Context: an optimization exercise on an open-source flow, tuned for small area, a short achievable clock period and few clock cycles. The choices shown serve that exercise and are no tape-out recipe.
The RTL was checked by simulation tests, not by an equivalence proof against the original design.
Power and IR drop assume default switching activity.

==> design.v <==
module p_addsub (
input  wire [31:0]  lhs             ,  
input  wire [31:0]  rhs             ,  
input  wire [ 4:0]  pw              ,  
input  wire [ 0:0]  cin             ,  
input  wire [ 0:0]  sub             ,  
input  wire         c_en            ,  
output wire [32:0]  c_out           ,  
output wire [31:0]  result             
);
wire pw_32 = pw[0];
wire pw_16 = pw[1];
wire pw_8  = pw[2];
wire pw_4  = pw[3];
wire pw_2  = pw[4];
(*keep*)
    /*verilator lint_off UNOPTFLAT*/
wire [31:0] carry_mask;
wire [32:0] carry_chain;
/*verilator lint_on UNOPTFLAT*/
assign c_out[32] = carry_chain[32];
assign      carry_chain[0] = sub || cin;
wire [31:0] rhs_m          = sub ? ~rhs : rhs;
assign carry_mask[ 0] = c_en && 1'b1;
assign carry_mask[ 1] = c_en && !pw_2;
assign carry_mask[ 2] = c_en && 1'b1;
assign carry_mask[ 3] = c_en && !pw_2 && !pw_4;
assign carry_mask[ 4] = c_en && 1'b1;
assign carry_mask[ 5] = c_en && !pw_2;
assign carry_mask[ 6] = c_en && 1'b1;
assign carry_mask[ 7] = c_en && !pw_2 && !pw_4 && !pw_8;
assign carry_mask[ 8] = c_en && 1'b1;
assign carry_mask[ 9] = c_en && !pw_2;
assign carry_mask[10] = c_en && 1'b1;
assign carry_mask[11] = c_en && !pw_2 && !pw_4;
assign carry_mask[12] = c_en && 1'b1;
assign carry_mask[13] = c_en && !pw_2;
assign carry_mask[14] = c_en && 1'b1;
assign carry_mask[15] = c_en && !pw_2 && !pw_4 && !pw_8 && !pw_16;
assign carry_mask[16] = c_en && 1'b1;
assign carry_mask[17] = c_en && !pw_2;
assign carry_mask[18] = c_en && 1'b1;
assign carry_mask[19] = c_en && !pw_2 && !pw_4;
assign carry_mask[20] = c_en && 1'b1;
assign carry_mask[21] = c_en && !pw_2;
assign carry_mask[22] = c_en && 1'b1;
assign carry_mask[23] = c_en && !pw_2 && !pw_4 && !pw_8;
assign carry_mask[24] = c_en && 1'b1;
assign carry_mask[25] = c_en && !pw_2;
assign carry_mask[26] = c_en && 1'b1;
assign carry_mask[27] = c_en && !pw_2 && !pw_4;
assign carry_mask[28] = c_en && 1'b1;
assign carry_mask[29] = c_en && !pw_2;
assign carry_mask[30] = c_en && 1'b1;
assign carry_mask[31] = c_en && !pw_2 && !pw_4 && !pw_8 && !pw_16;
genvar i;
generate for(i = 0; i < 32; i = i + 1) begin
    wire   c_in     = carry_chain[i];
    wire   carry    = (lhs[i] && rhs_m[i]) || (c_in && (lhs[i]^rhs_m[i]));
    assign c_out[i] = carry;
    wire   force_carry = sub && (
        (i == 15 && pw_16) ||  
        (i ==  7 && pw_8 ) ||
        (i == 15 && pw_8 ) ||
        (i == 23 && pw_8 ) ||
        (i ==  3 && pw_4 ) ||
        (i ==  7 && pw_4 ) ||
        (i == 11 && pw_4 ) ||
        (i == 15 && pw_4 ) ||
        (i == 19 && pw_4 ) ||
        (i == 23 && pw_4 ) ||
        (i == 27 && pw_4 ) ||
        (i ==  1 && pw_2 ) ||
        (i ==  3 && pw_2 ) ||
        (i ==  5 && pw_2 ) ||
        (i ==  7 && pw_2 ) ||
        (i ==  9 && pw_2 ) ||
        (i == 11 && pw_2 ) ||
        (i == 13 && pw_2 ) ||
        (i == 15 && pw_2 ) ||
        (i == 17 && pw_2 ) ||
        (i == 19 && pw_2 ) ||
        (i == 21 && pw_2 ) ||
        (i == 23 && pw_2 ) ||
        (i == 25 && pw_2 ) ||
        (i == 27 && pw_2 ) ||
        (i == 29 && pw_2 ) );
    assign carry_chain[i+1] = (carry && carry_mask[i]) || force_carry;
    assign result[i] = lhs[i] ^ rhs_m[i] ^ c_in;
end endgenerate
endmodule
module xc_malu_mul (
input  wire [31:0]  rs1             ,
input  wire [31:0]  rs2             ,
input  wire [ 5:0]  count           ,
input  wire [63:0]  acc             ,
input  wire [31:0]  arg_0           ,
input  wire         carryless       ,
input  wire         pw_32           ,  
input  wire         pw_16           ,  
input  wire         pw_8            ,  
input  wire         pw_4            ,  
input  wire         pw_2            ,  
input  wire         lhs_sign        ,
input  wire         rhs_sign        ,
output wire [31:0]  padd_lhs        ,  
output wire [31:0]  padd_rhs        ,  
output wire         padd_sub        ,  
output wire         padd_cin        ,  
output wire         padd_cen        ,  
input  wire [32:0]  padd_cout       ,
input  wire [31:0]  padd_result     ,
output wire [63:0]  n_acc           ,
output wire [31:0]  n_arg_0         ,
output wire         ready           
);
assign ready             = count == {pw_32, pw_16, pw_8, pw_4, pw_2,1'b0};
wire          add_en     = arg_0[0];
wire          sub_last   = rs2[31] && count == 31 && rhs_sign && |rs1;
wire [32:0]   add_lhs    = {lhs_sign && acc[63], acc[63:32]};
wire [32:0]   add_rhs    = add_en ? {lhs_sign && rs1[31], rs1} : 0 ;
assign        padd_lhs   = add_lhs[31:0];
assign        padd_rhs   = add_rhs[31:0];
assign        padd_sub   = sub_last;
assign        padd_cin   = 1'b0;
assign        padd_cen   = !carryless;
wire          add_32     = carryless ? 1'b0 :
                           add_lhs[32] + 
                           add_rhs[32] +
                           sub_last    + padd_cout[31];
wire   [32:0] add_result = {add_32, padd_result};
assign n_acc             = {add_result, acc[31:1]};
assign n_arg_0           = {1'b0, arg_0[31:1]};
endmodule
module xc_malu_divrem (
input  wire         clock           ,
input  wire         resetn          ,
input  wire [31:0]  rs1             ,
input  wire [31:0]  rs2             ,
input  wire         valid           ,
input  wire         op_signed       ,
input  wire         flush           ,
input  wire [ 5:0]  count           ,
input  wire [63:0]  acc             ,  
input  wire [31:0]  arg_0           ,  
input  wire [31:0]  arg_1           ,  
output wire [63:0]  n_acc           ,
output wire [31:0]  n_arg_0         ,
output wire [31:0]  n_arg_1         ,
output wire         ready           
);
reg         div_run     ;
wire        div_finished= (div_run && count == 32);
assign      ready       = div_finished;
wire        signed_lhs  = (op_signed) && rs1[31];
wire        signed_rhs  = (op_signed) && rs2[31];
wire        div_start   = valid     && !div_run;
wire [31:0] qmask       = (32'b1<<31  ) >> count  ;
wire        div_less    = acc <= {32'b0,arg_0};
wire [31:0] sub_result = arg_0 - acc[31:0];
wire [63:0] divisor_start = 
    {(signed_rhs ? -{rs2[31],rs2} : {1'b0,rs2}), 31'b0};
assign      n_acc       = div_start    ? divisor_start  :
                                         acc >> 1       ;
assign      n_arg_0     = div_start ? (signed_lhs ? -rs1 : rs1) :
                          div_less  ? sub_result                :
                                      arg_0                     ;
assign      n_arg_1     = div_start           ? 0               :
                          div_run && div_less ? arg_1 | qmask   :
                                                arg_1           ;
always @(posedge clock) begin
    if(!resetn   || flush) begin
        div_run  <= 1'b0;
    end else if(div_start) begin
        div_run  <= 1'b1;
    end else if(div_run) begin
        if(div_finished) begin
            div_run  <= 1'b0;
        end
    end
end
endmodule
module xc_malu_pmul (
input  wire [31:0]  rs1             ,
input  wire [31:0]  rs2             ,
input  wire [ 5:0]  count           ,
input  wire [63:0]  acc             ,
input  wire [31:0]  arg_0           ,
input  wire         carryless       ,
input  wire         pw_16           ,  
input  wire         pw_8            ,  
input  wire         pw_4            ,  
input  wire         pw_2            ,  
output wire [31:0]  padd_lhs        ,  
output wire [31:0]  padd_rhs        ,  
output wire [ 0:0]  padd_sub        ,  
output wire         padd_cen        ,
input       [32:0]  padd_cout       ,  
input       [31:0]  padd_result     ,  
output wire [63:0]  n_acc   ,
output wire [31:0]  n_arg_0         ,
output wire [63:0]  result          ,
output wire         ready        
);
wire [5:0] counter_finish = {1'b0,pw_16,pw_8,pw_4,pw_2,1'b0};
assign n_arg_0   = {1'b0, arg_0[31:1]};
assign ready     = count == counter_finish;
assign padd_cen  = !carryless;
wire add_en_16_0    = arg_0[ 0];
wire add_en_16_1    = arg_0[16];
wire add_en_8_0     = arg_0[ 0];
wire add_en_8_1     = arg_0[ 8];
wire add_en_8_2     = arg_0[16];
wire add_en_8_3     = arg_0[24];
wire add_en_4_0     = arg_0[ 0];
wire add_en_4_1     = arg_0[ 4];
wire add_en_4_2     = arg_0[ 8];
wire add_en_4_3     = arg_0[12];
wire add_en_4_4     = arg_0[16];
wire add_en_4_5     = arg_0[20];
wire add_en_4_6     = arg_0[24];
wire add_en_4_7     = arg_0[28];
wire add_en_2_0     = arg_0[ 0];
wire add_en_2_1     = arg_0[ 2];
wire add_en_2_2     = arg_0[ 4];
wire add_en_2_3     = arg_0[ 6];
wire add_en_2_4     = arg_0[ 8];
wire add_en_2_5     = arg_0[10];
wire add_en_2_6     = arg_0[12];
wire add_en_2_7     = arg_0[14];
wire add_en_2_8     = arg_0[16];
wire add_en_2_9     = arg_0[18];
wire add_en_2_10    = arg_0[20];
wire add_en_2_11    = arg_0[22];
wire add_en_2_12    = arg_0[24];
wire add_en_2_13    = arg_0[26];
wire add_en_2_14    = arg_0[28];
wire add_en_2_15    = arg_0[30];
wire [15:0] addm_16_0   = {16{add_en_16_0}};
wire [15:0] addm_16_1   = {16{add_en_16_1}};
wire [31:0] addm_16     = {addm_16_1, addm_16_0};
wire [ 7:0] addm_8_0    = {8{add_en_8_0}};
wire [ 7:0] addm_8_1    = {8{add_en_8_1}};
wire [ 7:0] addm_8_2    = {8{add_en_8_2}};
wire [ 7:0] addm_8_3    = {8{add_en_8_3}};
wire [31:0] addm_8      = {addm_8_3, addm_8_2,addm_8_1, addm_8_0};
wire [ 3:0] addm_4_0    = {4{add_en_4_0}};
wire [ 3:0] addm_4_1    = {4{add_en_4_1}};
wire [ 3:0] addm_4_2    = {4{add_en_4_2}};
wire [ 3:0] addm_4_3    = {4{add_en_4_3}};
wire [ 3:0] addm_4_4    = {4{add_en_4_4}};
wire [ 3:0] addm_4_5    = {4{add_en_4_5}};
wire [ 3:0] addm_4_6    = {4{add_en_4_6}};
wire [ 3:0] addm_4_7    = {4{add_en_4_7}};
wire [31:0] addm_4      = {addm_4_7, addm_4_6,addm_4_5, addm_4_4,
                           addm_4_3, addm_4_2,addm_4_1, addm_4_0};
wire [ 1:0] addm_2_0    = {2{add_en_2_0 }};
wire [ 1:0] addm_2_1    = {2{add_en_2_1 }};
wire [ 1:0] addm_2_2    = {2{add_en_2_2 }};
wire [ 1:0] addm_2_3    = {2{add_en_2_3 }};
wire [ 1:0] addm_2_4    = {2{add_en_2_4 }};
wire [ 1:0] addm_2_5    = {2{add_en_2_5 }};
wire [ 1:0] addm_2_6    = {2{add_en_2_6 }};
wire [ 1:0] addm_2_7    = {2{add_en_2_7 }};
wire [ 1:0] addm_2_8    = {2{add_en_2_8 }};
wire [ 1:0] addm_2_9    = {2{add_en_2_9 }};
wire [ 1:0] addm_2_10   = {2{add_en_2_10}};
wire [ 1:0] addm_2_11   = {2{add_en_2_11}};
wire [ 1:0] addm_2_12   = {2{add_en_2_12}};
wire [ 1:0] addm_2_13   = {2{add_en_2_13}};
wire [ 1:0] addm_2_14   = {2{add_en_2_14}};
wire [ 1:0] addm_2_15   = {2{add_en_2_15}};
wire [31:0] addm_2      = {addm_2_15, addm_2_14, addm_2_13, addm_2_12, 
                           addm_2_11, addm_2_10, addm_2_9 , addm_2_8 ,
                           addm_2_7 , addm_2_6 , addm_2_5 , addm_2_4 ,
                           addm_2_3 , addm_2_2 , addm_2_1 , addm_2_0 };
wire [31:0] padd_mask   =   {32{pw_16}} & addm_16   |
                            {32{pw_8 }} & addm_8    |
                            {32{pw_4 }} & addm_4    |
                            {32{pw_2 }} & addm_2    ;
wire [31:0] padd_lhs_16 = {acc[63:48], acc[31:16]};
wire [31:0] padd_lhs_8  =
    {acc[63:56], acc[47:40], acc[31:24], acc[15:8]};
wire [31:0] padd_lhs_4  = 
    {acc[63:60], acc[55:52], acc[47:44], acc[39:36], 
     acc[31:28], acc[23:20], acc[15:12], acc[ 7: 4]};
wire [31:0] padd_lhs_2  =
    {acc[63:62], acc[59:58], acc[55:54], acc[51:50], 
     acc[47:46], acc[43:42], acc[39:38], acc[35:34], 
     acc[31:30], acc[27:26], acc[23:22], acc[19:18], 
     acc[15:14], acc[11:10], acc[ 7: 6], acc[ 3: 2]};
assign padd_lhs    = 
    {32{pw_16}} & padd_lhs_16 |
    {32{pw_8 }} & padd_lhs_8  |
    {32{pw_4 }} & padd_lhs_4  |
    {32{pw_2 }} & padd_lhs_2  ;
assign padd_rhs    = rs1 & padd_mask;
assign        padd_sub    = 1'b0;
wire [31:0] cadd_carry  = 32'b0; 
wire [31:0] add_result =  padd_result;
wire [31:0] add_carry  =  padd_cout [31:0] ;
wire [63:0] n_acc_16 = 
                        {add_carry[31],add_result[31:16],acc[47:33], 
                         add_carry[15],add_result[15: 0],acc[15:1 ]};
wire [63:0] n_acc_8  =
                        {add_carry[31],add_result[31:24],acc[55:49], 
                         add_carry[23],add_result[23:16],acc[39:33], 
                         add_carry[15],add_result[15: 8],acc[23:17], 
                         add_carry[ 7],add_result[ 7: 0],acc[ 7: 1]};
wire [63:0] n_acc_4  =
                        {add_carry[31],add_result[31:28],acc[59:57], 
                         add_carry[27],add_result[27:24],acc[51:49], 
                         add_carry[23],add_result[23:20],acc[43:41], 
                         add_carry[19],add_result[19:16],acc[35:33], 
                         add_carry[15],add_result[15:12],acc[27:25], 
                         add_carry[11],add_result[11: 8],acc[19:17], 
                         add_carry[ 7],add_result[ 7: 4],acc[11: 9], 
                         add_carry[ 3],add_result[ 3: 0],acc[ 3: 1]};
wire [63:0] n_acc_2  =
                        {add_carry[31],add_result[31:30],acc[61], 
                         add_carry[29],add_result[29:28],acc[57], 
                         add_carry[27],add_result[27:26],acc[53], 
                         add_carry[25],add_result[25:24],acc[49], 
                         add_carry[23],add_result[23:22],acc[45], 
                         add_carry[21],add_result[21:20],acc[41], 
                         add_carry[19],add_result[19:18],acc[37], 
                         add_carry[17],add_result[17:16],acc[33], 
                         add_carry[15],add_result[15:14],acc[29], 
                         add_carry[13],add_result[13:12],acc[25], 
                         add_carry[11],add_result[11:10],acc[21], 
                         add_carry[ 9],add_result[ 9: 8],acc[17], 
                         add_carry[ 7],add_result[ 7: 6],acc[13], 
                         add_carry[ 5],add_result[ 5: 4],acc[ 9], 
                         add_carry[ 3],add_result[ 3: 2],acc[ 5], 
                         add_carry[ 1],add_result[ 1: 0],acc[ 1]};
assign n_acc = 
    {64{pw_16}} & n_acc_16 |
    {64{pw_8 }} & n_acc_8  |
    {64{pw_4 }} & n_acc_4  |
    {64{pw_2 }} & n_acc_2  ;
wire [31:0]  pmul_result_0_16 = {acc[32+:16],acc[0 +:16]};
wire [31:0]  pmul_result_1_16 = {acc[48+:16],acc[16+:16]};
wire [31:0]  pmul_result_0_8  = {acc[48+: 8],acc[32+: 8],
                                 acc[16+: 8],acc[0 +: 8]};
wire [31:0]  pmul_result_1_8  = {acc[56+: 8],acc[40+: 8],
                                 acc[24+: 8],acc[ 8+: 8]};
wire [31:0]  pmul_result_0_4  = {acc[56+: 4],acc[48+: 4],
                                 acc[40+: 4],acc[32+: 4],
                                 acc[24+: 4],acc[16+: 4],
                                 acc[ 8+: 4],acc[ 0+: 4]};
wire [31:0]  pmul_result_1_4  = {acc[60+: 4],acc[52+: 4],
                                 acc[44+: 4],acc[36+: 4],
                                 acc[28+: 4],acc[20+: 4],
                                 acc[12+: 4],acc[ 4+: 4]};
wire [31:0]  pmul_result_0_2  = {acc[60+: 2],acc[56+: 2],
                                 acc[52+: 2],acc[48+: 2],
                                 acc[44+: 2],acc[40+: 2],
                                 acc[36+: 2],acc[32+: 2],
                                 acc[28+: 2],acc[24+: 2],
                                 acc[20+: 2],acc[16+: 2],
                                 acc[12+: 2],acc[ 8+: 2],
                                 acc[ 4+: 2],acc[ 0+: 2]};
wire [31:0]  pmul_result_1_2  = {acc[62+: 2],acc[58+: 2],
                                 acc[54+: 2],acc[50+: 2],
                                 acc[46+: 2],acc[42+: 2],
                                 acc[38+: 2],acc[34+: 2],
                                 acc[30+: 2],acc[26+: 2],
                                 acc[22+: 2],acc[18+: 2],
                                 acc[14+: 2],acc[10+: 2],
                                 acc[ 6+: 2],acc[ 2+: 2]};
wire [31:0] pmul_result_0     = {32{pw_16}} & pmul_result_0_16 |
                                {32{pw_8 }} & pmul_result_0_8  |
                                {32{pw_4 }} & pmul_result_0_4  |
                                {32{pw_2 }} & pmul_result_0_2  ;
wire [31:0] pmul_result_1     = {32{pw_16}} & pmul_result_1_16 |
                                {32{pw_8 }} & pmul_result_1_8  |
                                {32{pw_4 }} & pmul_result_1_4  |
                                {32{pw_2 }} & pmul_result_1_2  ;
assign result = {pmul_result_1, pmul_result_0};
endmodule
module xc_malu_muldivrem (
input  wire         clock           ,
input  wire         resetn          ,
input  wire [31:0]  rs1             , 
input  wire [31:0]  rs2             , 
input  wire [31:0]  rs3             , 
input  wire         flush           ,  
input  wire         valid           ,  
input  wire         do_div          , 
input  wire         do_divu         , 
input  wire         do_rem          , 
input  wire         do_remu         , 
input  wire         do_mul          , 
input  wire         do_mulu         , 
input  wire         do_mulsu        , 
input  wire         do_clmul        , 
input  wire         do_pmul         , 
input  wire         do_pclmul       , 
input  wire         pw_32           ,  
input  wire         pw_16           ,  
input  wire         pw_8            ,  
input  wire         pw_4            ,  
input  wire         pw_2            ,  
input  wire [ 5:0]  count           ,  
input  wire [63:0]  acc             ,  
input  wire [31:0]  arg_0           ,  
input  wire [31:0]  arg_1           ,  
output wire [63:0]  n_acc           ,  
output wire [31:0]  n_arg_0         ,  
output wire [31:0]  n_arg_1         ,  
output wire [31:0]  padd_lhs        ,  
output wire [31:0]  padd_rhs        ,  
output wire         padd_sub        ,  
output wire         padd_cin        ,  
output wire         padd_cen        ,  
input  wire [32:0]  padd_cout       ,
input  wire [31:0]  padd_result     ,
output wire [63:0]  result          ,  
output wire         ready              
);
wire route_div = do_div || do_divu   || do_rem   || do_remu     ;
wire route_mul = do_mul || do_mulu   || do_mulsu || do_clmul    ;
wire route_pmul= do_pmul|| do_pclmul ;
wire         mul_carryless= do_clmul || do_pclmul;
wire         mul_lhs_sign = do_mul   || do_mulsu ;
wire         mul_rhs_sign = do_mul               ;
wire [31:0]  mul_padd_lhs        ;  
wire [31:0]  mul_padd_rhs        ;  
wire         mul_padd_sub        ;  
wire         mul_padd_cin        ;  
wire         mul_padd_cen        ;  
wire [63:0]  mul_n_acc           ;
wire [31:0]  mul_n_arg_0         ;
wire         mul_ready           ;
wire [63:0]  mul_result   = acc;
wire         div_outsign  = do_div && (rs1[31] != rs2[31]) && |rs2;
wire         rem_outsign  = do_rem && rs1[31];
wire         result_div   = do_div || do_divu;
wire         result_rem   = do_rem || do_remu;
wire         div_signed   = do_div || do_rem  ;
wire [31:0]  div_padd_lhs        ;  
wire [31:0]  div_padd_rhs        ;  
wire [ 0:0]  div_padd_sub        ;  
wire [63:0]  div_n_acc           ;
wire [31:0]  div_n_arg_0         ;
wire [31:0]  div_n_arg_1         ;
wire         div_ready           ;
wire [31:0]  arg_sel             = result_div ? arg_1 : arg_0;
wire         arg_sel_neg         = div_outsign && result_div ||
                                   rem_outsign && result_rem ;
wire [63:0]  divrem_result       = {32'b0,arg_sel_neg ? -arg_sel : arg_sel};
wire [31:0]  pmul_padd_lhs       ;  
wire [31:0]  pmul_padd_rhs       ;  
wire [ 0:0]  pmul_padd_sub       ;  
wire         pmul_padd_cen       ;
wire [63:0]  pmul_n_acc          ;
wire [31:0]  pmul_n_arg_0        ;
wire [31:0]  pmul_n_arg_1        ;
wire [63:0]  pmul_result         ;
wire         pmul_ready          ;
assign n_acc    = {64{route_pmul}} & pmul_n_acc    |
                  {64{route_mul }} &  mul_n_acc    |
                  {64{route_div }} &  div_n_acc    ;
assign n_arg_0  = {32{route_pmul}} & pmul_n_arg_0  |
                  {32{route_mul }} &  mul_n_arg_0  |
                  {32{route_div }} &  div_n_arg_0  ;
assign n_arg_1  =                     div_n_arg_1  ;
assign padd_lhs = {32{route_pmul}} & pmul_padd_lhs |
                  {32{route_mul }} &  mul_padd_lhs ;
assign padd_rhs = {32{route_pmul}} & pmul_padd_rhs |
                  {32{route_mul }} &  mul_padd_rhs ;
assign padd_sub =     route_pmul  && pmul_padd_sub ||
                      route_mul   &&  mul_padd_sub  ;
assign padd_cin =     route_mul   &&  mul_padd_cin ||
                      route_pmul  &&  1'b0         ;
assign padd_cen =     route_mul   &&  mul_padd_cen ||
                      route_pmul  &&  pmul_padd_cen;
assign result   =                    pmul_result   |
                  {64{route_mul }} &  mul_result   |
                  {64{route_div }} & divrem_result ;
assign ready    =     route_pmul  && pmul_ready    ||
                      route_mul   &&  mul_ready    ||
                      route_div   &&  div_ready    ;
xc_malu_mul i_xc_malu_mul (
.rs1        (rs1            ),
.rs2        (rs2            ),
.count      (count          ),
.acc        (acc            ),
.arg_0      (arg_0          ),
.carryless  (mul_carryless  ),
.pw_32      (pw_32          ),  
.pw_16      (pw_16          ),  
.pw_8       (pw_8           ),  
.pw_4       (pw_4           ),  
.pw_2       (pw_2           ),  
.lhs_sign   (mul_lhs_sign   ),
.rhs_sign   (mul_rhs_sign   ),
.padd_lhs   (mul_padd_lhs   ),  
.padd_rhs   (mul_padd_rhs   ),  
.padd_sub   (mul_padd_sub   ),  
.padd_cin   (mul_padd_cin   ),  
.padd_cen   (mul_padd_cen   ),  
.padd_cout  (padd_cout      ),  
.padd_result(padd_result    ),  
.n_acc      (mul_n_acc      ),
.n_arg_0    (mul_n_arg_0    ),
.ready      (mul_ready      )
);
xc_malu_divrem i_xc_malu_divrem (
.clock      (clock       ),
.resetn     (resetn      ),
.rs1        (rs1         ),
.rs2        (rs2         ),
.valid      (valid       ),
.op_signed  (div_signed  ),
.flush      (flush       ),
.count      (count       ),
.acc        (acc         ),  
.arg_0      (arg_0       ),  
.arg_1      (arg_1       ),  
.n_acc      (div_n_acc   ),
.n_arg_0    (div_n_arg_0 ),
.n_arg_1    (div_n_arg_1 ),
.ready      (div_ready   )
);
xc_malu_pmul i_malu_pmul(
.rs1        (rs1            ),
.rs2        (rs2            ),
.count      (count          ),
.acc        (acc            ),
.arg_0      (arg_0          ),
.carryless  (mul_carryless  ),
.pw_16      (pw_16          ),  
.pw_8       (pw_8           ),  
.pw_4       (pw_4           ),  
.pw_2       (pw_2           ),  
.padd_lhs   (pmul_padd_lhs  ),  
.padd_rhs   (pmul_padd_rhs  ),  
.padd_sub   (pmul_padd_sub  ),  
.padd_cen   (pmul_padd_cen  ),  
.padd_cout  (padd_cout      ),  
.padd_result(padd_result    ),  
.n_acc      (pmul_n_acc     ),
.n_arg_0    (pmul_n_arg_0   ),
.result     (pmul_result    ),
.ready      (pmul_ready     ) 
);
endmodule
module xc_malu_long (
input  wire [31:0]  rs1             , 
input  wire [31:0]  rs2             , 
input  wire [31:0]  rs3             , 
input  wire         fsm_init        ,
input  wire         fsm_mdr         ,
input  wire         fsm_msub_1      ,
input  wire         fsm_macc_1      ,
input  wire         fsm_mmul_1      ,
input  wire         fsm_mmul_2      ,
input  wire         fsm_done        ,
input  wire [63:0]  acc             ,
input  wire [ 0:0]  carry           ,
input  wire [ 5:0]  count           ,
output wire [31:0]  padd_lhs        ,  
output wire [31:0]  padd_rhs        ,  
output wire         padd_cin        ,  
output wire [ 0:0]  padd_sub        ,  
input       [32:0]  padd_cout       ,  
input       [31:0]  padd_result     ,  
input  wire         uop_madd        , 
input  wire         uop_msub        , 
input  wire         uop_macc        , 
input  wire         uop_mmul        , 
output wire         n_carry         ,
output wire [63:0]  n_acc           ,
output wire [63:0]  result          ,
output wire         ready           
);
wire [32:0] msub_lhs_0 = {1'b0,rs1};
wire [32:0] msub_lhs_1 = acc[32:0];
wire [32:0] msub_rhs_0 = {1'b0,rs2};
wire [32:0] msub_rhs_1 = {32'b0, rs3[0]};
wire [32:0] msub_lhs   = fsm_msub_1 ? msub_lhs_1 : msub_lhs_0;
wire [32:0] msub_rhs   = fsm_msub_1 ? msub_rhs_1 : msub_rhs_0;
wire [32:0] sub_result = $unsigned(msub_lhs) - 
                         $unsigned(msub_rhs) ;
wire [31:0] macc_lhs_0 = rs2;
wire [31:0] macc_lhs_1 = rs1;
wire [31:0] macc_rhs_0 = rs3;
wire [31:0] macc_rhs_1 = {31'b0, carry};
wire [31:0] macc_lhs   = fsm_init ? macc_lhs_0 : macc_lhs_1;
wire [31:0] macc_rhs   = fsm_init ? macc_rhs_0 : macc_rhs_1;
wire [63:0] macc_acc_0 = {acc[63:32]    , padd_result  };
wire [63:0] macc_acc_1 = {padd_result   , acc[31:0]    };
wire [63:0] macc_n_acc = fsm_macc_1 ? macc_acc_1 : macc_acc_0;
wire [31:0] mmul_lhs_0 = rs3;
wire [31:0] mmul_lhs_1 = acc[63:32];
wire [31:0] mmul_rhs_0 = acc[31:0];
wire [31:0] mmul_rhs_1 = {31'b0, carry};
wire [31:0] mmul_lhs   = fsm_mmul_2 ? mmul_lhs_0 : mmul_lhs_1;
wire [31:0] mmul_rhs   = fsm_mmul_2 ? mmul_rhs_0 : mmul_rhs_1;
wire [63:0] mmul_acc_0 = {acc[63:32]    , padd_result  };
wire [63:0] mmul_acc_1 = {padd_result   , acc[31:0]    };
wire [63:0] mmul_n_acc = fsm_mmul_2 ? mmul_acc_0 : mmul_acc_1;
assign padd_lhs     = {32{uop_madd}} & rs1      |
                      {32{uop_macc}} & macc_lhs |
                      {32{uop_mmul}} & mmul_lhs ;
assign padd_rhs     = {32{uop_madd}} & rs2      |
                      {32{uop_macc}} & macc_rhs |
                      {32{uop_mmul}} & mmul_rhs ;
assign padd_sub     = 1'b0;
assign padd_cin     = uop_madd  && rs3[0]               ;
assign n_carry      = padd_cout[32]                 ;
assign n_acc        = {64{uop_madd}} & {acc[63:32], padd_result} |
                      {64{uop_msub}} & {31'b0, sub_result      } |
                      {64{uop_macc}} & {macc_n_acc             } |
                      {64{uop_mmul}} & {mmul_n_acc             } ;
wire   result_acc   = uop_msub || uop_macc || uop_mmul;
assign result       = {64{uop_madd}} & {31'b0, padd_cout[31], padd_result} |
                      {64{result_acc}} & {acc                            } ;
assign ready        = uop_madd;
endmodule
module xc_malu (
input  wire         clock           ,
input  wire         resetn          ,
input  wire [31:0]  rs1             , 
input  wire [31:0]  rs2             , 
input  wire [31:0]  rs3             , 
input  wire         flush           ,  
input  wire [31:0]  flush_data      ,  
input  wire         valid           ,  
input  wire         uop_div         , 
input  wire         uop_divu        , 
input  wire         uop_rem         , 
input  wire         uop_remu        , 
input  wire         uop_mul         , 
input  wire         uop_mulu        , 
input  wire         uop_mulsu       , 
input  wire         uop_clmul       , 
input  wire         uop_pmul        , 
input  wire         uop_pclmul      , 
input  wire         uop_madd        , 
input  wire         uop_msub        , 
input  wire         uop_macc        , 
input  wire         uop_mmul        , 
input  wire         pw_32           ,  
input  wire         pw_16           ,  
input  wire         pw_8            ,  
input  wire         pw_4            ,  
input  wire         pw_2            ,  
output wire [63:0]  result          ,  
output wire         ready              
);
wire fsm_init;
wire fsm_mdr;
wire fsm_msub_1;
wire fsm_macc_1;
wire fsm_mmul_1;
wire fsm_mmul_2;
wire fsm_mmul_3;
wire fsm_done;
wire ld_mdr;
wire ld_long;
wire         insn_divrem     =
    uop_div    || uop_divu   || uop_rem    || uop_remu    ;
wire         insn_mdr        =
    insn_divrem   ||
    uop_mul    || uop_mulu   || uop_mulsu  || uop_clmul  ||
    uop_pmul   || uop_pclmul ; 
wire         insn_long       =
    uop_madd   || uop_msub   || uop_macc   || uop_mmul    ;
wire         do_div          = uop_div   ; 
wire         do_divu         = uop_divu  ; 
wire         do_rem          = uop_rem   ; 
wire         do_remu         = uop_remu  ; 
wire         do_mul          = uop_mul   ; 
wire         do_mulu         = uop_mulu  || (uop_mmul && fsm_init || fsm_mmul_1);
wire         do_mulsu        = uop_mulsu ; 
wire         do_clmul        = uop_clmul ; 
wire         do_pmul         = uop_pmul  ; 
wire         do_pclmul       = uop_pclmul; 
wire [63:0]  mdr_n_acc       ;  
wire [31:0]  mdr_n_arg_0     ;  
wire [31:0]  mdr_n_arg_1     ;  
wire [31:0]  mdr_padd_lhs    ;  
wire [31:0]  mdr_padd_rhs    ;  
wire         mdr_padd_sub    ;  
wire         mdr_padd_cin    ;  
wire         mdr_padd_cen    ;  
wire [63:0]  mdr_result      ;  
wire         mdr_ready       ;  
wire [31:0]  long_padd_lhs     ;  
wire [31:0]  long_padd_rhs     ;  
wire         long_padd_cin     ;  
wire [ 0:0]  long_padd_sub     ;  
wire         long_n_carry      ;
wire [63:0]  long_n_acc        ;
wire [63:0]  long_result       ;
wire         long_ready        ;
assign       result  =                    mdr_result |
                                         long_result ;
wire [31:0] padd_lhs =                    mdr_padd_lhs |
                       {32{ld_long  }} & long_padd_lhs ;
wire [31:0] padd_rhs =                    mdr_padd_rhs |
                       {32{ld_long  }} & long_padd_rhs ;
wire        padd_sub =                    mdr_padd_sub ||
                           ld_long    && long_padd_sub ;
wire        padd_cin =                    mdr_padd_cin ||
                           ld_long    && long_padd_cin ;
wire        padd_cen =                    mdr_padd_cen ||
                           ld_long    &&          1'b1 ;
wire [ 4:0] padd_pw  = {pw_2, pw_4, pw_8, pw_16, pw_32};
wire [32:0] padd_cout   ;
wire [31:0] padd_result ;
reg [7:0] fsm;
reg [7:0] n_fsm;
localparam FSM_INIT     = 8'b00000001;
localparam FSM_MDR      = 8'b00000010;
localparam FSM_MSUB_1   = 8'b00000100;
localparam FSM_MACC_1   = 8'b00001000;
localparam FSM_MMUL_1   = 8'b00010000;
localparam FSM_MMUL_2   = 8'b00100000;
localparam FSM_MMUL_3   = 8'b01000000;
localparam FSM_DONE     = 8'b10000000;
assign fsm_init   = fsm[0];
assign fsm_mdr    = fsm[1];
assign fsm_msub_1 = fsm[2];
assign fsm_macc_1 = fsm[3];
assign fsm_mmul_1 = fsm[4];
assign fsm_mmul_2 = fsm[5];
assign fsm_mmul_3 = fsm[6];
assign fsm_done   = fsm[7];
always @(*) begin 
    n_fsm = FSM_INIT;
case(fsm)
    FSM_INIT: begin
        if(valid) begin
            if     (insn_mdr && !uop_mmul) n_fsm = FSM_MDR   ;
            else if(uop_msub             ) n_fsm = FSM_MSUB_1;
            else if(uop_macc             ) n_fsm = FSM_MACC_1;
            else if(uop_mmul             ) n_fsm = FSM_MMUL_1;
        end else begin
            n_fsm = FSM_INIT  ;
        end
    end
    FSM_MDR  : begin
        if(mdr_ready) n_fsm = FSM_DONE ;
        else          n_fsm = FSM_MDR  ;
    end
    FSM_MSUB_1: begin
        n_fsm = FSM_DONE;
    end
    FSM_MACC_1: begin
        n_fsm = FSM_DONE;
    end
    FSM_MMUL_1: begin
        if(mdr_ready) n_fsm = FSM_MMUL_2;
        else          n_fsm = FSM_MMUL_1;
    end
    FSM_MMUL_2: begin
        n_fsm = FSM_MMUL_3;
    end
    FSM_MMUL_3: begin
        n_fsm = FSM_DONE;
    end
    FSM_DONE  : begin
        n_fsm = FSM_DONE;
    end
    default: n_fsm = FSM_INIT;
endcase end
always @(posedge clock) begin
    if(!resetn || flush) begin
        fsm <= FSM_INIT;
    end else begin
        fsm <= n_fsm;
    end
end
reg  [ 5:0] count    ;    
wire [ 5:0] n_count  = count + 1;
wire        count_en = fsm_mdr || (fsm_init && uop_mmul && valid);
reg  [63:0] acc         ;  
assign ld_mdr   = insn_mdr  ||  ((fsm_init||fsm_mmul_1) && uop_mmul);
assign ld_long  = insn_long && !((fsm_init||fsm_mmul_1) && uop_mmul);
wire [63:0] n_acc    = {64{ld_mdr   }} &  mdr_n_acc  |
                       {64{ld_long  }} & long_n_acc  ;
reg  [31:0] arg_0       ;  
wire [31:0] n_arg_0  = {32{ld_mdr   }} &  mdr_n_arg_0;
reg  [31:0] arg_1       ;  
wire [31:0] n_arg_1  =                    mdr_n_arg_1;
reg         carry       ;
wire        n_carry  = insn_long && long_n_carry     ;
wire        ld_on_init = insn_divrem || (insn_long && !uop_mmul);
wire        reg_ld_en  = count_en               ||
                         insn_long              ;
always @(posedge clock) begin
    if(!resetn || flush) begin
        count <= 0;
        acc   <= {flush_data, flush_data};
        arg_0 <= flush_data;
        arg_1 <= flush_data;
        carry <= 0;
    end else if(fsm_init && valid) begin
        acc   <= ld_on_init ? n_acc  : 0     ;
        arg_0 <= ld_on_init ? n_arg_0 : rs2   ;
        arg_1 <= n_arg_1;
        carry <= n_carry;
        if(count_en) begin
            count <= n_count;
        end
    end else if(reg_ld_en && !ready && !fsm_done && valid) begin
        count <= n_count;
        acc   <= n_acc  ;
        arg_0 <= n_arg_0 ;
        arg_1 <= n_arg_1 ;
        carry <= n_carry;
    end
end
assign ready = insn_mdr     && mdr_ready    ||
               insn_long    && long_ready   ||
               fsm_done                     ;
p_addsub i_p_addsub(
.lhs     (padd_lhs   ),  
.rhs     (padd_rhs   ),  
.pw      (padd_pw    ),  
.cin     (padd_cin   ),  
.sub     (padd_sub   ),  
.c_en    (padd_cen   ),  
.c_out   (padd_cout  ),  
.result  (padd_result)   
);
xc_malu_muldivrem i_malu_muldivrem (
.clock      (clock          ),
.resetn     (resetn         ),
.rs1        (rs1            ), 
.rs2        (rs2            ), 
.rs3        (rs3            ), 
.flush      (flush          ),  
.valid      (valid          ),  
.do_div     (do_div         ), 
.do_divu    (do_divu        ), 
.do_rem     (do_rem         ), 
.do_remu    (do_remu        ), 
.do_mul     (do_mul         ), 
.do_mulu    (do_mulu        ), 
.do_mulsu   (do_mulsu       ), 
.do_clmul   (do_clmul       ), 
.do_pmul    (do_pmul        ), 
.do_pclmul  (do_pclmul      ), 
.pw_32      (pw_32          ),  
.pw_16      (pw_16          ),  
.pw_8       (pw_8           ),  
.pw_4       (pw_4           ),  
.pw_2       (pw_2           ),  
.count      (count          ),  
.acc        (acc            ),  
.arg_0      (arg_0          ),  
.arg_1      (arg_1          ),  
.n_acc      (mdr_n_acc      ),  
.n_arg_0    (mdr_n_arg_0    ),  
.n_arg_1    (mdr_n_arg_1    ),  
.padd_lhs   (mdr_padd_lhs   ),  
.padd_rhs   (mdr_padd_rhs   ),  
.padd_sub   (mdr_padd_sub   ),  
.padd_cin   (mdr_padd_cin   ),  
.padd_cen   (mdr_padd_cen   ),  
.padd_cout  (padd_cout      ),
.padd_result(padd_result    ),
.result     (mdr_result     ),  
.ready      (mdr_ready      )   
);
xc_malu_long i_xc_malu_long (
.rs1            (rs1                ), 
.rs2            (rs2                ), 
.rs3            (rs3                ), 
.fsm_init       (fsm_init           ),
.fsm_mdr        (fsm_mdr            ),
.fsm_msub_1     (fsm_msub_1         ),
.fsm_macc_1     (fsm_macc_1         ),
.fsm_mmul_1     (fsm_mmul_1         ),
.fsm_mmul_2     (fsm_mmul_2         ),
.fsm_done       (fsm_done           ),
.acc            (acc                ),
.carry          (carry              ),
.count          (count              ),
.padd_lhs       (long_padd_lhs      ),  
.padd_rhs       (long_padd_rhs      ),  
.padd_cin       (long_padd_cin      ),  
.padd_sub       (long_padd_sub      ),  
.padd_cout      (padd_cout          ),  
.padd_result    (padd_result        ),  
.uop_madd       (uop_madd           ), 
.uop_msub       (uop_msub           ), 
.uop_macc       (uop_macc           ), 
.uop_mmul       (uop_mmul           ), 
.n_carry        (long_n_carry       ),
.n_acc          (long_n_acc         ),
.result         (long_result        ),
.ready          (long_ready         )
);
endmodule
==> run.sh <==
#!/bin/bash
# synth_recipe.tcl (not shown) runs the flow's synth.tcl, then flattens the netlist and writes it again
# the make line also repeats each setting of config.mk as NAME=value (left out here)
make -C /OpenROAD-flow-scripts/flow DESIGN_CONFIG=/design/flow/config.mk WORK_HOME=/design/flow/orfs CLKGATE_MAP_FILE= SYNTH_SCRIPT=/design/flow/synth_recipe.tcl finish
==> config.mk <==
export PLATFORM = sky130hd
export DESIGN_NAME = xc_malu
export DESIGN_NICKNAME = xc_malu
export VERILOG_FILES = /design/flow/design.v
export SDC_FILE = /design/flow/constraint.sdc
export NUM_CORES = 4
export LEC_CHECK = 0
export CAP_MARGIN = 20
export CORE_MARGIN = 2
export CORE_UTILIZATION = 40
export SLEW_MARGIN = 20
==> constraint.sdc <==
create_clock -name core_clock -period 32.0 [get_ports {clock}]
set_input_delay 6.4000 -clock core_clock [delete_from_list [all_inputs] [get_ports {clock}]]
set_output_delay 6.4000 -clock core_clock [all_outputs]
set_load 0.01 [all_outputs]
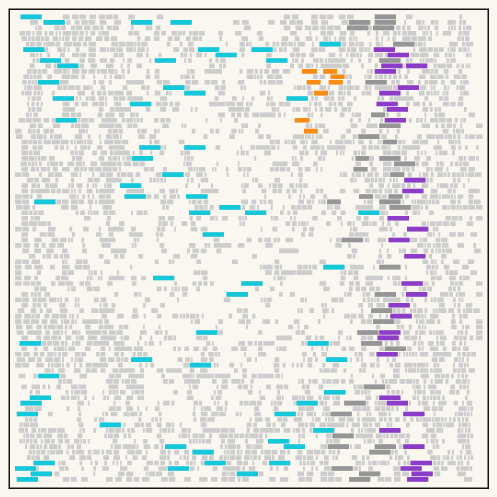
(images/flops_by_reg.png)
Scale: 2 px per um. Other sequential cells in the stronger grey, the rest of the logic in the fainter grey.
| colour | netlist name | placed flops |
|---|---|---|
| cyan | acc | 64 |
| purple | arg_1 | 32 |
| orange | fsm | 8 |
not coloured: 40
Seq/total area: 15.5%
flip-flop and latch area: 4170 um2
sequential power: 276 uW
final core utilization: 49.1%

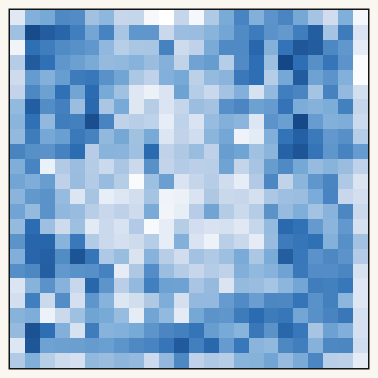
(images/cell_density.png)
Scale: 1.5 px per um. The die is cut into 24 by 24 equal tiles; white is low, dark blue is high, 0 to 100% covered.
tiles over 75% full: 6.4%
emptiest ninth of the die: centre
mean over tiles: 46%
nearly empty tiles: 0.20%
Starting Density: 40.2%
Core Box Area: 54800 um2

==> results.json <==
{
  "status": "no timing/DRC/antenna violations",
  "ios": 216,
  "critPathBufInv": 6,
  "routabilityCongestion": 1.09,
  "cts_buffers": 17,
  "report.final.slew_viol_count": 0,
  "gr-usage-all-layers_pct": 52.5,
  "ys_warn_count": 2,
  "period_minus_slack_ns": 31.70,
  "stdcell_count": 3844,
  "via_count": 29000,
  "antenna_found_initial": 9,
  "hp-start": "carry",
  "path_delay_family": "adder cells",
  "clockBufferDepth": 2,
  "io_buffers": 215,
  "tightestPinTransition_ns": 1.36,
  "cp_max_fo": 4,
  "swShare_pct": 51.1,
  "clock-sinks": 144,
  "fin_nets": 3410,
  "slew_headroom_pct": 9.17,
  "setup_viol": 0,
  "syn_area_per_cell_um2": 7.55,
  "syn_nets": 3210,
  "post-route-drc-count": 0,
  "place_inst": 3791,
  "dpl.hpwl_mm": 117,
  "htreeDepth": 4,
  "p_comb_share_pct": 59.4,
  "critical_path_depth": 88,
  "hold_viol": 0,
  "routedWlPerCell_um": 40.0,
  "holdPathStages": 2,
  "tritoncts": "done",
  "fillCellCount": 5385,
  "power.leakage_nw": 10.7,
  "max_freq_mhz": 31.5,
  "clkTransAtPathRegs_ns": 0.07,
  "cp.required_ns": 25.60,
  "reg2reg_from": "fsm[5]",
  "p_per_area_nw_per_um2": 46.1,
  "drv_cap": 0,
  "reg2reg_depth": 82,
  "p_int_uw": 606,
  "min-delay-path-class": "reg -> reg",
  "syn_inst": 2921,
  "post-place-ws_ns": -1.98,
  "p_clk_share_pct": 18.4,
  "setup_slack_ns": 0.302,
  "netlist_area_um2": 22000,
  "vdd_ir_drop_max_mv": 0.0381,
  "endpoint_kind": "primary output",
  "skew_ns": 0.0201,
  "grt_first_pass_wirelength_mm": 209,
  "rsz0062_at_grt": "true",
  "crit_slowest_cell": "or4_4",
  "crit_path_max_incr_delay_ns": 0.51,
  "worstPathArrival_ns": 25.30,
  "grt-ovfl-total": 0,
  "drive_gt1_share_pct": 15.5,
  "routed_wl_mm": 154,
  "cts_root_buffer": "clkbuf_16",
  "grt_pass1_vias": 27200,
  "fin_crit_sh_pct": 99.1,
  "die_h_um": 239,
  "setup.worst_path.class": "in -> out",
  "areaGrowthSynthToFinish_pct": 22.1,
  "fp.dieW_um": 239,
  "power.group.top": "combinational logic",
  "netSwitchingPower_uw": 633,
  "clock_latency_ns": 0.51,
  "dieArea_um2": 57000,
  "crit_path_frequent_cell": "fa_2",
  "powerClk_uw": 228,
  "grt_start_max_net_pins": 59,
  "hold_buffers": 0,
  "vias_per_cell": 7.56,
  "firstDrtPassIters": 13,
  "startpoint_type": "input port",
  "comb_power_uw": 736,
  "ant_nets": 0,
  "placed_cell_area_um2": 25900,
  "drt_iter0_markers": 6757,
  "p_seq_share_pct": 22.2,
  "critPathLaunch": "rs1[4]"
}
Testbench counts, summed over its fixed seeds: cycles 114,485.
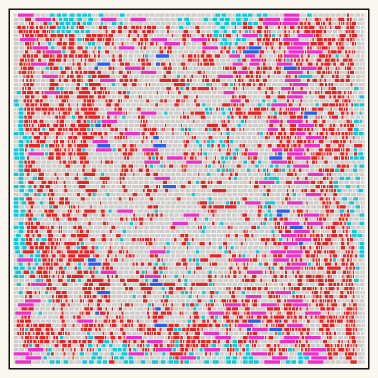
(images/placement_by_type.png)
Scale: 1.5 px per um. Fill, decap, tap and diode cells in grey.
| colour | class | cells | share of their area |
|---|---|---|---|
| magenta | sequential cells | 144 | 16% |
| cyan | remaining buffers and delay cells | 474 | 16% |
| red | combinational and other logic | 2484 | 66% |
| blue | clock drivers and dummy loads | 32 | 2.3% |
Site Rows: 86
fin area: 26900 um2

-- cell usage in the layout, fill, tap and decap left out, types with 19 or more instances in the layout --
master,count
clkdlybuf4s50_1,200
a222oi_1,170
o31ai_1,19
o211ai_1,28
a21oi_1,230
xor2_1,71
nand2_2,21
nor3_1,40
a221oi_1,24
nand3_1,42
fa_2,31
mux2i_1,42
o221ai_1,58
a31oi_1,56
nand2_1,291
a21o_1,35
a22oi_1,82
inv_1,111
o21ai_0,282
o21a_1,20
buf_4,255
nor2_1,209
mux2_2,59
or3_1,20
xnor2_1,109
ha_1,103
nand2b_1,48
edfxtp_1,128
nor4_1,21
-- final timing paths --
kind	to	slack, ns
setup / recovery	result[31]	0.30
hold / removal	carry	0.52
setup reg to reg	acc[31]	13.04
hold reg to reg	carry	0.52
-- metrics by stage --
step	hold WS, ns	TNS [ns]	utilization (%)	power [mW]
2_1_floorplan	0.440	0	-	0.622
3_3_place_gp	0.493	-6.79	47.3	0.940
3_5_place_dp	0.503	-7.49	47.3	0.941
4_1_cts	0.512	0	48.8	1.18
5_1_grt	0.548	-0.126	49.1	1.25
6_report	0.519	0	49.1	1.24
-- state kept, by name, summed over array words and instances (netlist names) --
signal,count
acc,64
arg_0,32
arg_1,32
fsm,8
count,6
carry,1
i_malu_muldivrem.i_xc_malu_divrem.div_run,1
-- final cells by class --
class / count / area, um2 / area share [%]
Timing Repair Buffer: 474 / 4130 / 15.3
Tap cell: 704 / 881 / 3.27
Clock buffer: 17 / 425 / 1.58
Clock inverter: 15 / 168 / 0.623
Antenna cell: 6 / 15.0 / 0.0558
Inverter: 116 / 440 / 1.64
Sequential cell: 144 / 4170 / 15.5
Multi-Input combinational cell: 2368 / 16700 / 62.0
-- metal layers --
layer / vias to the layer above / share of wire [%] / global-route usage [%]
met2: 2873 / 39 / 72.6
met3: 710 / 17 / 25.8
met1: 13900 / 36 / 64.9
met5: - / 0.033 / 0.519
met4: 8 / 7.7 / 31.9
li1: 11600 / - / -
-- worst reg2reg max path: cells and delay by family, from the launching register on --
kind,cells,cell delay (ns)
buf+inv,3,0.38
xor+xnor,1,0.22
fa+ha+maj,32,11.44
simple gates,32,3.19
mux,1,0.41
compound gates,13,2.42
flops,1,0.72
-- repair_timing --
action                                  CTS  global route
gates resized for setup                  80            24
endpoints found under the setup margin    6             5
pin swaps                                46            19
setup buffers                             7             7

## afterwards: timing with drivers on the ports
In the flow no input, the clock included, has a driving cell. The finished layout below was timed again as built, in two steps.
Step 1, drivers: a clkbuf_16 drives clock and a buf_2 each remaining input, both assumed.
Step 2 also shifts input and output timing later by t, the mid clock arrival at the registers, as if the neighbouring blocks saw the same clock.
Slacks: ideal ports / drivers / drivers and shift; pairs: ideal ports / drivers.
t, ns: 0.577
slack for setup (ns): 0.302 / 0.283 / 0.283
latest minus earliest clock arrival (ns): 0.020 / 0.020
After both steps this run still meets setup and hold. For this run, drivers alone change the setup slack by -0.019 ns; drivers and shift together by -0.019 ns.
